From an optimization exercise on the open Yosys and OpenROAD flow, aimed at small area and a short achievable clock period; shortcuts taken in it are not production practice. Where RTL was checked, it was by simulation tests only, not by an equivalence proof against the original. The series may have gaps, and a smaller design here may also do less where the tests do not look. Function not checked in run 2: the RTL went through the layout flow alone.

### flow/run.sh
#!/bin/bash
# synth_recipe.tcl (not shown) runs the flow's synth.tcl, then flattens the netlist and writes it again
# the make line also repeats each setting of config.mk as NAME=value (left out here)
make -C /OpenROAD-flow-scripts/flow DESIGN_CONFIG=/design/flow/config.mk WORK_HOME=/design/flow/orfs CLKGATE_MAP_FILE= SYNTH_SCRIPT=/design/flow/synth_recipe.tcl finish
### flow/config.mk
export PLATFORM = sky130hd
export DESIGN_NAME = CS
export DESIGN_NICKNAME = CS
export VERILOG_FILES = /design/flow/design.v
export SDC_FILE = /design/flow/constraint.sdc
export NUM_CORES = 4
export LEC_CHECK = 0
export CAP_MARGIN = 20
export CORE_MARGIN = 2
export CORE_UTILIZATION = 40
export SLEW_MARGIN = 20
### flow/constraint.sdc
create_clock -name core_clock -period 32.0 [get_ports {clk}]
set_input_delay 6.4000 -clock core_clock [delete_from_list [all_inputs] [get_ports {clk}]]
set_output_delay 6.4000 -clock core_clock [all_outputs]
set_load 0.01 [all_outputs]
### flow/design.v
`timescale 1ns/10ps
module CS(Y, X, reset, clk);
  input clk, reset;
  input       [7:0] X;
  output reg  [9:0] Y;
  reg [7:0] x2 ;
  reg [7:0] x3 ;
  reg [7:0] x4 ;
  reg [7:0] x5 ;
  reg [7:0] x6 ;
  reg [7:0] x7 ;
  reg [7:0] x8 ;
  reg [7:0] x9 ;
  reg [11:0] sumX ;
  reg [7:0]  avg ;
  reg [7:0]  temp ;
  wire [12:0] total ;
  always@(*) begin
    sumX = {4'd0,x2} + {4'd0,x3} + {4'd0,x4} + {4'd0,x5} + {4'd0,x6}
         + {4'd0,x7} + {4'd0,x8} + {4'd0,x9} + {4'd0,X} ;
    avg = sumX / 12'd9 ;
  end
  always@(*) begin
    temp = 8'd0 ;
    if((x2 <= avg) && (x2 > temp)) begin
      temp = x2 ;
    end
    if((x3 <= avg) && (x3 > temp)) begin
      temp = x3 ;
    end
    if((x4 <= avg) && (x4 > temp)) begin
      temp = x4 ;
    end
    if((x5 <= avg) && (x5 > temp)) begin
      temp = x5 ;
    end
    if((x6 <= avg) && (x6 > temp)) begin
      temp = x6 ;
    end
    if((x7 <= avg) && (x7 > temp)) begin
      temp = x7 ;
    end
    if((x8 <= avg) && (x8 > temp)) begin
      temp = x8 ;
    end
    if((x9 <= avg) && (x9 > temp)) begin
      temp = x9 ;
    end
    if((X <= avg) && (X > temp)) begin
      temp = X ;
    end
  end
  assign total = {1'b0,sumX} + ({5'd0,temp} * 13'd9) ;
  always@(posedge clk) begin
    if(reset) begin
      x2 <= 8'd0 ;
      x3 <= 8'd0 ;
      x4 <= 8'd0 ;
      x5 <= 8'd0 ;
      x6 <= 8'd0 ;
      x7 <= 8'd0 ;
      x8 <= 8'd0 ;
      x9 <= 8'd0 ;
    end
    else begin
      x2 <= x3 ;
      x3 <= x4 ;
      x4 <= x5 ;
      x5 <= x6 ;
      x6 <= x7 ;
      x7 <= x8 ;
      x8 <= x9 ;
      x9 <= X ;
      Y  <= total[12:3] ;
    end
  end
endmodule
**Run 1: wiring heat map**

Scale bar: 50 um. The die is cut into 31 by 31 equal tiles; black is low, pale yellow is high, scaled to the fullest tile. Values are wire area over tile area, all layers added.
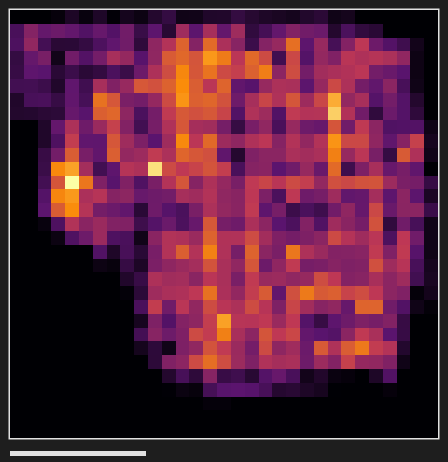
mean over tiles = 0.16
fullest tile = 0.62
tiles over half the peak = 16%
emptiest ninth of the die = lower left
nearly empty tiles = 27%
Total Wirelength: 26200 um
Routed wire per std cell: 17.3 um
vias after detailed routing: 8073
Total GRT Usage: 21.6%

**Run 1: gate families picked out**

Scale bar: 50 um.
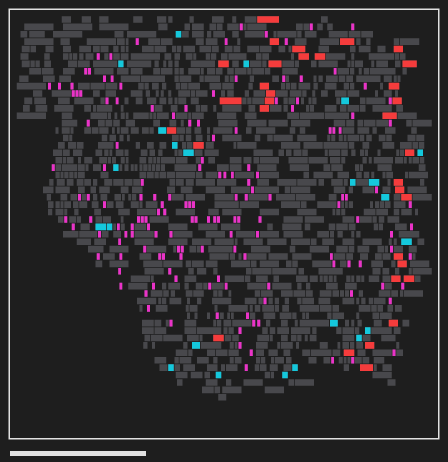
cyan -> and/or cells  # cells 23, where all over the die
magenta -> inv cells  # cells 151
red -> mux cells  # cells 33
most common library cell in the layout ignoring fill and taps: ha_1
fraction of standard cell area in multi-input logic: 67.6%
Non-Filler Instances: 1516

**Run 1: routing congestion map**

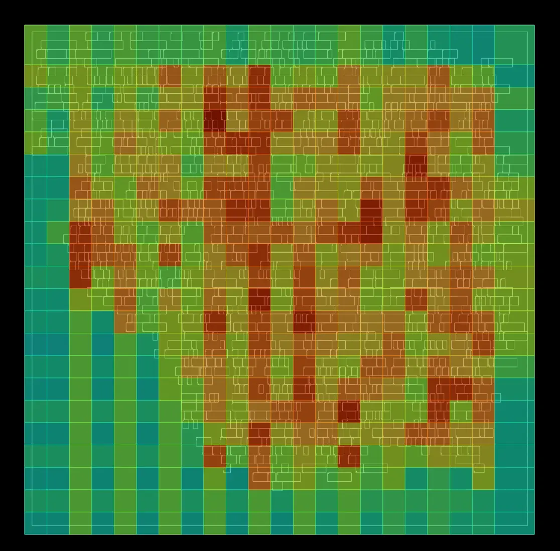
M3 GR Usage: 2.70%
met2 track utilization from global routing: 36.6%
post-layout utilization of the core: 48.3%

**Run 1: drive-strength map**

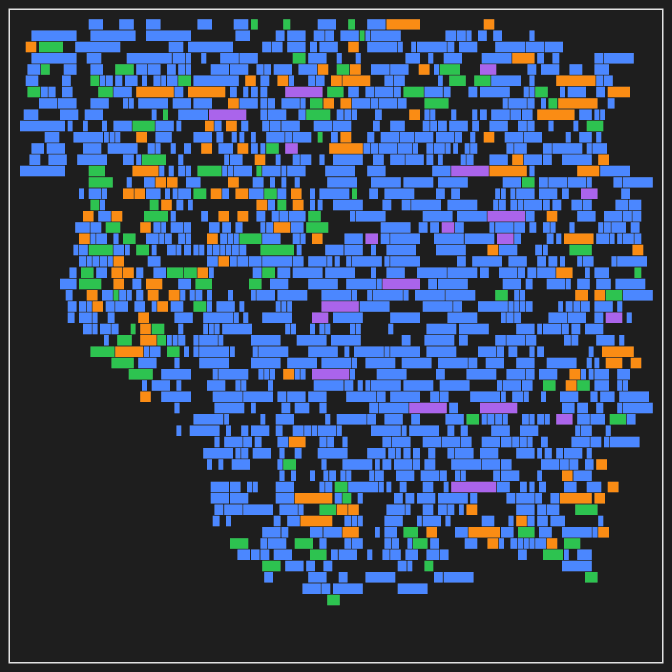
orange -> x3 and x4  # cells 104, most used buf_4
purple -> x6 and larger  # cells 19, most used clkbuf_16
green -> x2  # cells 91, most used a21oi_2
blue -> x1 and smaller  # cells 983, most used ha_1

==> run notes, run 1 <==
reg2reg end=Y[9]$_DFFE_PN_; Final ANT Viol Nets=0; startpoint of the most critical register-to-register path=x6[2]$_SDFF_PP0_; leading post-synthesis cells by instance count=ha_1 (161), inv_1 (149), nor2_1 (91); drt via density=5.33; post-synthesis instance total=1108; insertion delay to the later sink of the worst-skew pair=0.35 ns; end of the worst hold path=x5[0]$_SDFF_PP0_; Arr. time, crit path=30.77 ns; number of warning messages in the yosys log=1; CTS tree=yes; worst hold margin=0.539 ns; Final Critical Period=30.66 ns; number of clock sinks=74; share of the synthesized area in the top cell type=21.5%; final setup skew=0.0157 ns; Slew Limit Headroom=48.9%; largest net degree at the start of global routing=66; per-instance average area after synthesis=8.47 um^2; Post-CTS Setup Inserts=7; Peak Freq=32.6 MHz; most used cells in the layout excluding fill and tap cells=ha_1 (154), inv_1 (144), nor2_1 (86); Netlist Area Pre-Place=9380 um^2; root buffer cell=clkbuf_16; Post-synth EDFFs=10; count of routing violations after the opening detailed-route iteration=491; fraction of the yosys area taken by sequential cells=16.9%; vias in the first global route=7791; Yosys top cell by area=ha_1; global-route track usage on met1=29.5%; ports placed on the boundary=20; Placed Instances=1465; Final HPWL DP=20000 um; hold_sp=x6[0]$_SDFF_PP0_; status=no timing/DRC/antenna violations; nets=1422; Antenna Diode Count=0; final non-filler cell area=11200 um^2; worst hold stages=2; Crit path largest cell delay=0.55 ns; Synth Flop Type=dfxtp_1; endpoint kind of the worst setup timing path=flop; final setup slack of the worst path=1.34 ns; Worst Reg-to-Reg Cells=137; CP endpoint=Y[9]$_DFFE_PN_; number of levels the H-tree was split into=3; number of placement rows=56; area of the core region=23300 um^2; final setup TNS=0 ns; wire length of the first global-routing pass=41400 um; remaining global-route overflow=0; number of synthesized register bits=74; area overhead of the layout relative to synthesis=19.7%; crit path from=X[2]; path category of the worst min-delay check=flop to flop; final hold violation count=0
## run 1: cells by family after synthesis
kind of cell	after synthesis	synth area share [%]
DFF	74	16.9
xor gates and xnor gates	30	2.96
adders and majority gates	226	34.7
AOI/OAI and AO/OA	261	18.6
muxes	33	3.76
buffers and inverters	176	7.08
and+or+nand+nor	308	16.0
## run 1: cell type report
type	count	area, um^2
Multi-Input combinational cell	859	7590
Tap cell	319	399
Timing Repair Buffer	97	787
Fill cell	2280	12000
Inverter	151	567
Clock inverter	7	81.3
Clock buffer	9	225
Sequential cell	74	1580
## run 1: critical path: cells and delay by family
family	cells	cell delay [ns]
compound gates	58	9.46
fa+ha+maj	20	6.39
simple gates	34	4.78
buf+inv	22	2.51
mux	4	0.98
xor+xnor	2	0.25
## run 1: layer usage
metal / up-vias / routed length [um]
met5: - / 0
met4: 0 / 302
met1: 3891 / 12200
met2: 147 / 12700
li1: 4017 / -
met3: 18 / 994
**Run 1: supply voltage drop heat map**

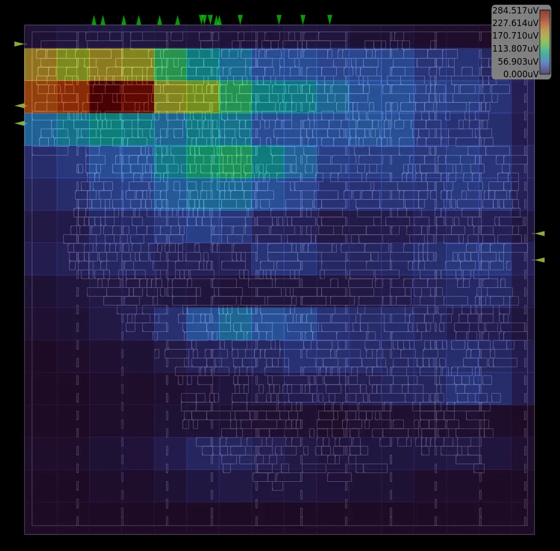

## Run 2: what changed since run 1
==> flow/design.v (replaced) <==
`timescale 1ns/10ps
module CS(Y, X, reset, clk);
  input clk, reset;
  input  [7:0] X;
  output [9:0] Y;
  reg [7:0] w0, w1, w2, w3, w4, w5, w6, w7, w8;
  reg [11:0] S;      
  reg [8:0]  c;      
  function [7:0] div9;
    input [11:0] s;
    reg [4:0] t;
    reg [3:0] r;
    integer j;
    begin
      r = s[11:8];
      for (j = 7; j >= 0; j = j - 1) begin
        t = {r, s[j]};
        div9[j] = (t >= 5'd9);
        r = div9[j] ? (t - 5'd9) : t[3:0];
      end
    end
  endfunction
  wire [11:0] R  = S - {4'd0, w0};        
  wire [11:0] Sn = R + {4'd0, X};
  wire [7:0]  an = div9(Sn);
  wire [8:0]  cn = {X  <= an, w8 <= an, w7 <= an, w6 <= an, w5 <= an,
                    w4 <= an, w3 <= an, w2 <= an, w1 <= an};
  always @(posedge clk) begin
    if (reset) begin
      w0 <= 8'd0; w1 <= 8'd0; w2 <= 8'd0; w3 <= 8'd0; w4 <= 8'd0;
      w5 <= 8'd0; w6 <= 8'd0; w7 <= 8'd0; w8 <= 8'd0;
      S  <= 12'd0;
    end else begin
      w0 <= w1; w1 <= w2; w2 <= w3; w3 <= w4; w4 <= w5;
      w5 <= w6; w6 <= w7; w7 <= w8; w8 <= X;
      S  <= Sn;
    end
    c <= cn;
  end
  wire [7:0] m0 = w0 & {8{c[0]}};
  wire [7:0] m1 = w1 & {8{c[1]}};
  wire [7:0] m2 = w2 & {8{c[2]}};
  wire [7:0] m3 = w3 & {8{c[3]}};
  wire [7:0] m4 = w4 & {8{c[4]}};
  wire [7:0] m5 = w5 & {8{c[5]}};
  wire [7:0] m6 = w6 & {8{c[6]}};
  wire [7:0] m7 = w7 & {8{c[7]}};
  wire [7:0] m8 = w8 & {8{c[8]}};
  reg [7:0] appr;
  reg [8:0] alive;
  reg [8:0] bits;
  integer b;
  always @(*) begin
    alive = 9'h1ff;
    for (b = 7; b >= 0; b = b - 1) begin
      bits = {m8[b], m7[b], m6[b], m5[b], m4[b], m3[b], m2[b], m1[b], m0[b]};
      appr[b] = |(alive & bits);
      if (appr[b]) alive = alive & bits;
    end
  end
  wire [12:0] total = {1'b0, S} + {2'b0, appr, 3'b0} + {5'd0, appr};
  assign Y = total[12:3];
endmodule
**Run 2: supply voltage drop heat map**

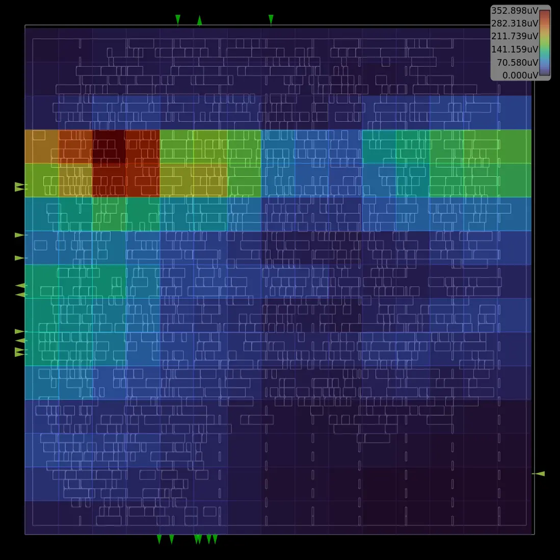

**Run 2: wiring heat map**

Scale bar: 50 um. The die is cut into 30 by 30 equal tiles; black is low, pale yellow is high, scaled to the fullest tile. Values are wire area over tile area, all layers added.
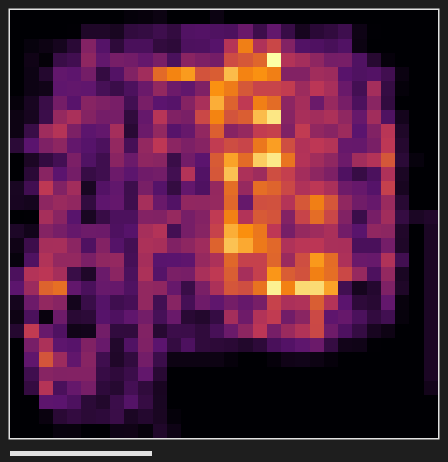
fullest tile = 0.79
emptiest ninth of the die = lower right
nearly empty tiles = 23%
tiles over half the peak = 13%
densest ninth of the die = center
mean over tiles = 0.20

==> run 2 against run 1 <==
Compared with the run above:
- global-route usage grew 3.3 points
- routed wire length grew 6.3%
- clock skew shrank 0.0049 ns
- area after synthesis shrank 7.9%
- largest cell class unchanged
- still clean on timing, DRC and antenna
- fmax grew 83%
- first-iteration DRC count grew 20%
- sequential share of layout area grew 5.8 points
- clock-buffer cell count is the same
==> run notes, run 2 <==
status=no timing/DRC/antenna violations; drt via density=6.19 (+16%); vias in the first global route=8056 (+3.4%); Antenna Diode Count=0 (unchanged); Post-synth EDFFs=0 (-10); main combinational cell family by area after synthesis=compound AO/OA/AOI/OAI gates; Placed Instances=1342 (-8.4%); Final Critical Period=16.79 ns (-13.87 ns); share of the synthesized area in the top cell type=21.5% (+0.065 points); wire length of the first global-routing pass=43700 um (+5.5%); Yosys top cell by area=dfxtp_1; number of synthesized register bits=93 (+26%); Post-CTS Setup Inserts=0 (-7); Synth Flop Type=dfxtp_1; M3 GR Usage=2.71% (+0.013 points); complex-gate fraction of the synthesized area=27.9% (+9.3 points); Final HPWL DP=21200 um (+6.1%); Routed wire per std cell=20.5 um (+19%); remaining global-route overflow=0 (unchanged); number of placement rows=53 (-5.4%); clock-pin transition on the worst setup and hold timing paths=0.07 ns; routed wire length on met3=1770 um (+78%); final setup TNS=0 ns (unchanged); global-route track usage on met1=32.9% (+3.4 points); Total GRT Usage=24.9% (+3.3 points); Crit. path cell count=44 (-69%); Adder-Cell Fraction of Synth Area=18.2% (-17 points); Peak Freq=59.6 MHz (+83%); number of filler cells placed in the layout=2133 (-6.4%); count of routing violations after the opening detailed-route iteration=589 (+20%); Met2 Wirelength=13100 um (+2.8%); root buffer cell=clkbuf_16; Slew Limit Headroom=19.2% (-30 points); leading post-synthesis cells by instance count=ha_1 (105), dfxtp_1 (93), nor2_1 (92); most common library cell in the layout ignoring fill and taps=ha_1; worst hold margin=0.517 ns (-0.0211 ns); wire length the detailed router placed on met1=12300 um (+0.92%); most used cells in the layout excluding fill and tap cells=ha_1 (105), dfxtp_1 (93), nor2_1 (92); Netlist Area Pre-Place=8640 um^2 (-7.9%); area of the core region=21100 um^2 (-9.3%); area share of xor/xnor cells in the synthesized design=1.82% (-1.1 points); Final ANT Viol Nets=0 (unchanged); number of warning messages in the yosys log=1 (unchanged); path category of the worst min-delay check=flop to flop; Non-Filler Instances=1357 (-10%); largest net degree at the start of global routing=85 (+29%); Total Wirelength=27800 um (+6.3%); highest routing layer actually used=met4; final setup slack of the worst path=15.21 ns (+13.87 ns); setup-violating endpoint count in the final report=0; ports placed on the boundary=20 (unchanged); endpoint kind of the worst setup timing path=flop; number of levels the H-tree was split into=3 (unchanged); routability-driven placement congestion ratio=0.948; CTS tree=yes; fraction of the yosys area taken by sequential cells=21.5% (+4.7 points); Crit path largest cell delay=0.92 ns (+0.37 ns); Pre-antenna DRT Iters=6; per-instance average area after synthesis=8.00 um^2 (-5.5%); vias after detailed routing=8403 (+4.1%); worst hold stages=1 (-1); # resized after CTS=0; post-synthesis instance total=1080 (-2.5%); Post-Synth Simple-Gate Area=24.7% (+8.7 points); met2 track utilization from global routing=42.1% (+5.5 points)
**Run 2: register map, names as in the netlist**

Other sequential cells in the stronger gray, the rest of the logic in the fainter gray.
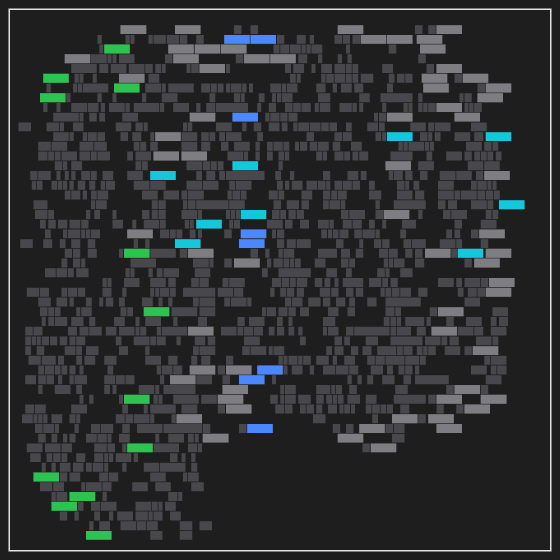
green -> S  # flops 12
cyan -> c  # flops 9
blue -> w1  # flops 8
not colored = 64

**Run 2: drive-strength map**

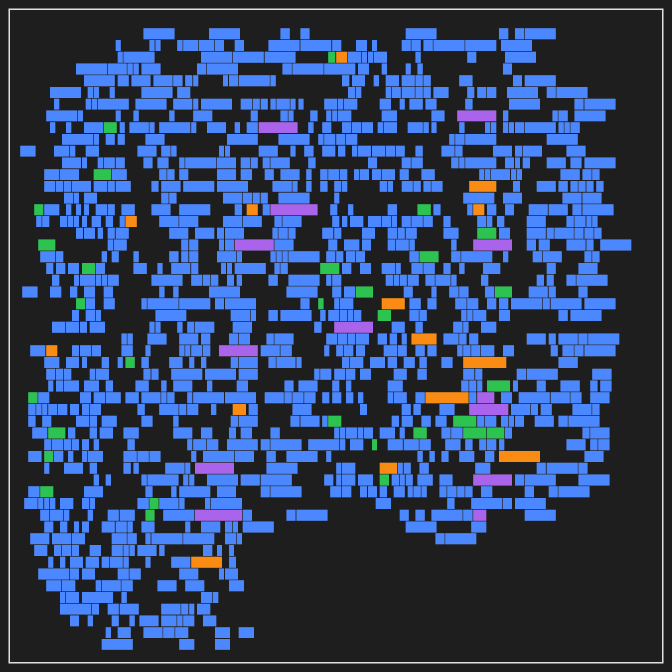
purple -> x6 and larger  # cells 13, most used clkbuf_16
blue -> x1 and smaller  # cells 1025, most used ha_1
green -> x2  # cells 30, most used or2_2
orange -> x3 and x4  # cells 14, most used buf_4
final non-filler cell area: 9360 um^2
area overhead of the layout relative to synthesis: 8.24%

run 2: path summary, 6_finish.rpt:
path	from	end	slack, ns
max	X[1]	c[2]$_DFF_P_	15.21
min	w5[6]$_SDFF_PP0_	w4[6]$_SDFF_PP0_	0.52
max reg2reg	w0[1]$_SDFF_PP0_	c[2]$_DFF_P_	21.30
min reg2reg	w5[6]$_SDFF_PP0_	w4[6]$_SDFF_PP0_	0.52
run 2: layout make-up:
type / count / area (um^2) / area share (%)
inverter: 69 / 259 / 2.77
sequential: 93 / 1860 / 19.9
multi-input combinational: 882 / 6350 / 67.9
timing repair buffer: 23 / 215 / 2.30
tap: 275 / 344 / 3.68
clock inverter: 6 / 96.3 / 1.03
clock buffer: 9 / 225 / 2.41

-- static timing again, ports no longer ideal --
The results above use ideal ports. As a check the final layouts listed here were re-extracted and re-timed, cells and wires unchanged. Step 1 assumes that a clkbuf_16 drives the clock port and a buf_2 every other input. Step 2, shift: input delay + t, output delay - t, t = (earliest + latest rising clock arrival at the registers) / 2. This alone moves slack from input paths to output paths. Slacks: ideal / step 1 / step 2; pairs: ideal / step 1.
| run | t, ns | setup WS [ns] | pins driven straight from the clock port |
|---|---|---|---|
| run 1 | 0.393 | 1.342 / 1.366 / 0.973 | 1 |
| run 2 | 0.396 | 15.212 / 15.183 / 14.829 | 1 |
After both steps every run listed still meets setup and hold. For run 2, which loses most, drivers alone change the setup slack by -0.029 ns; drivers and shift together by -0.383 ns.
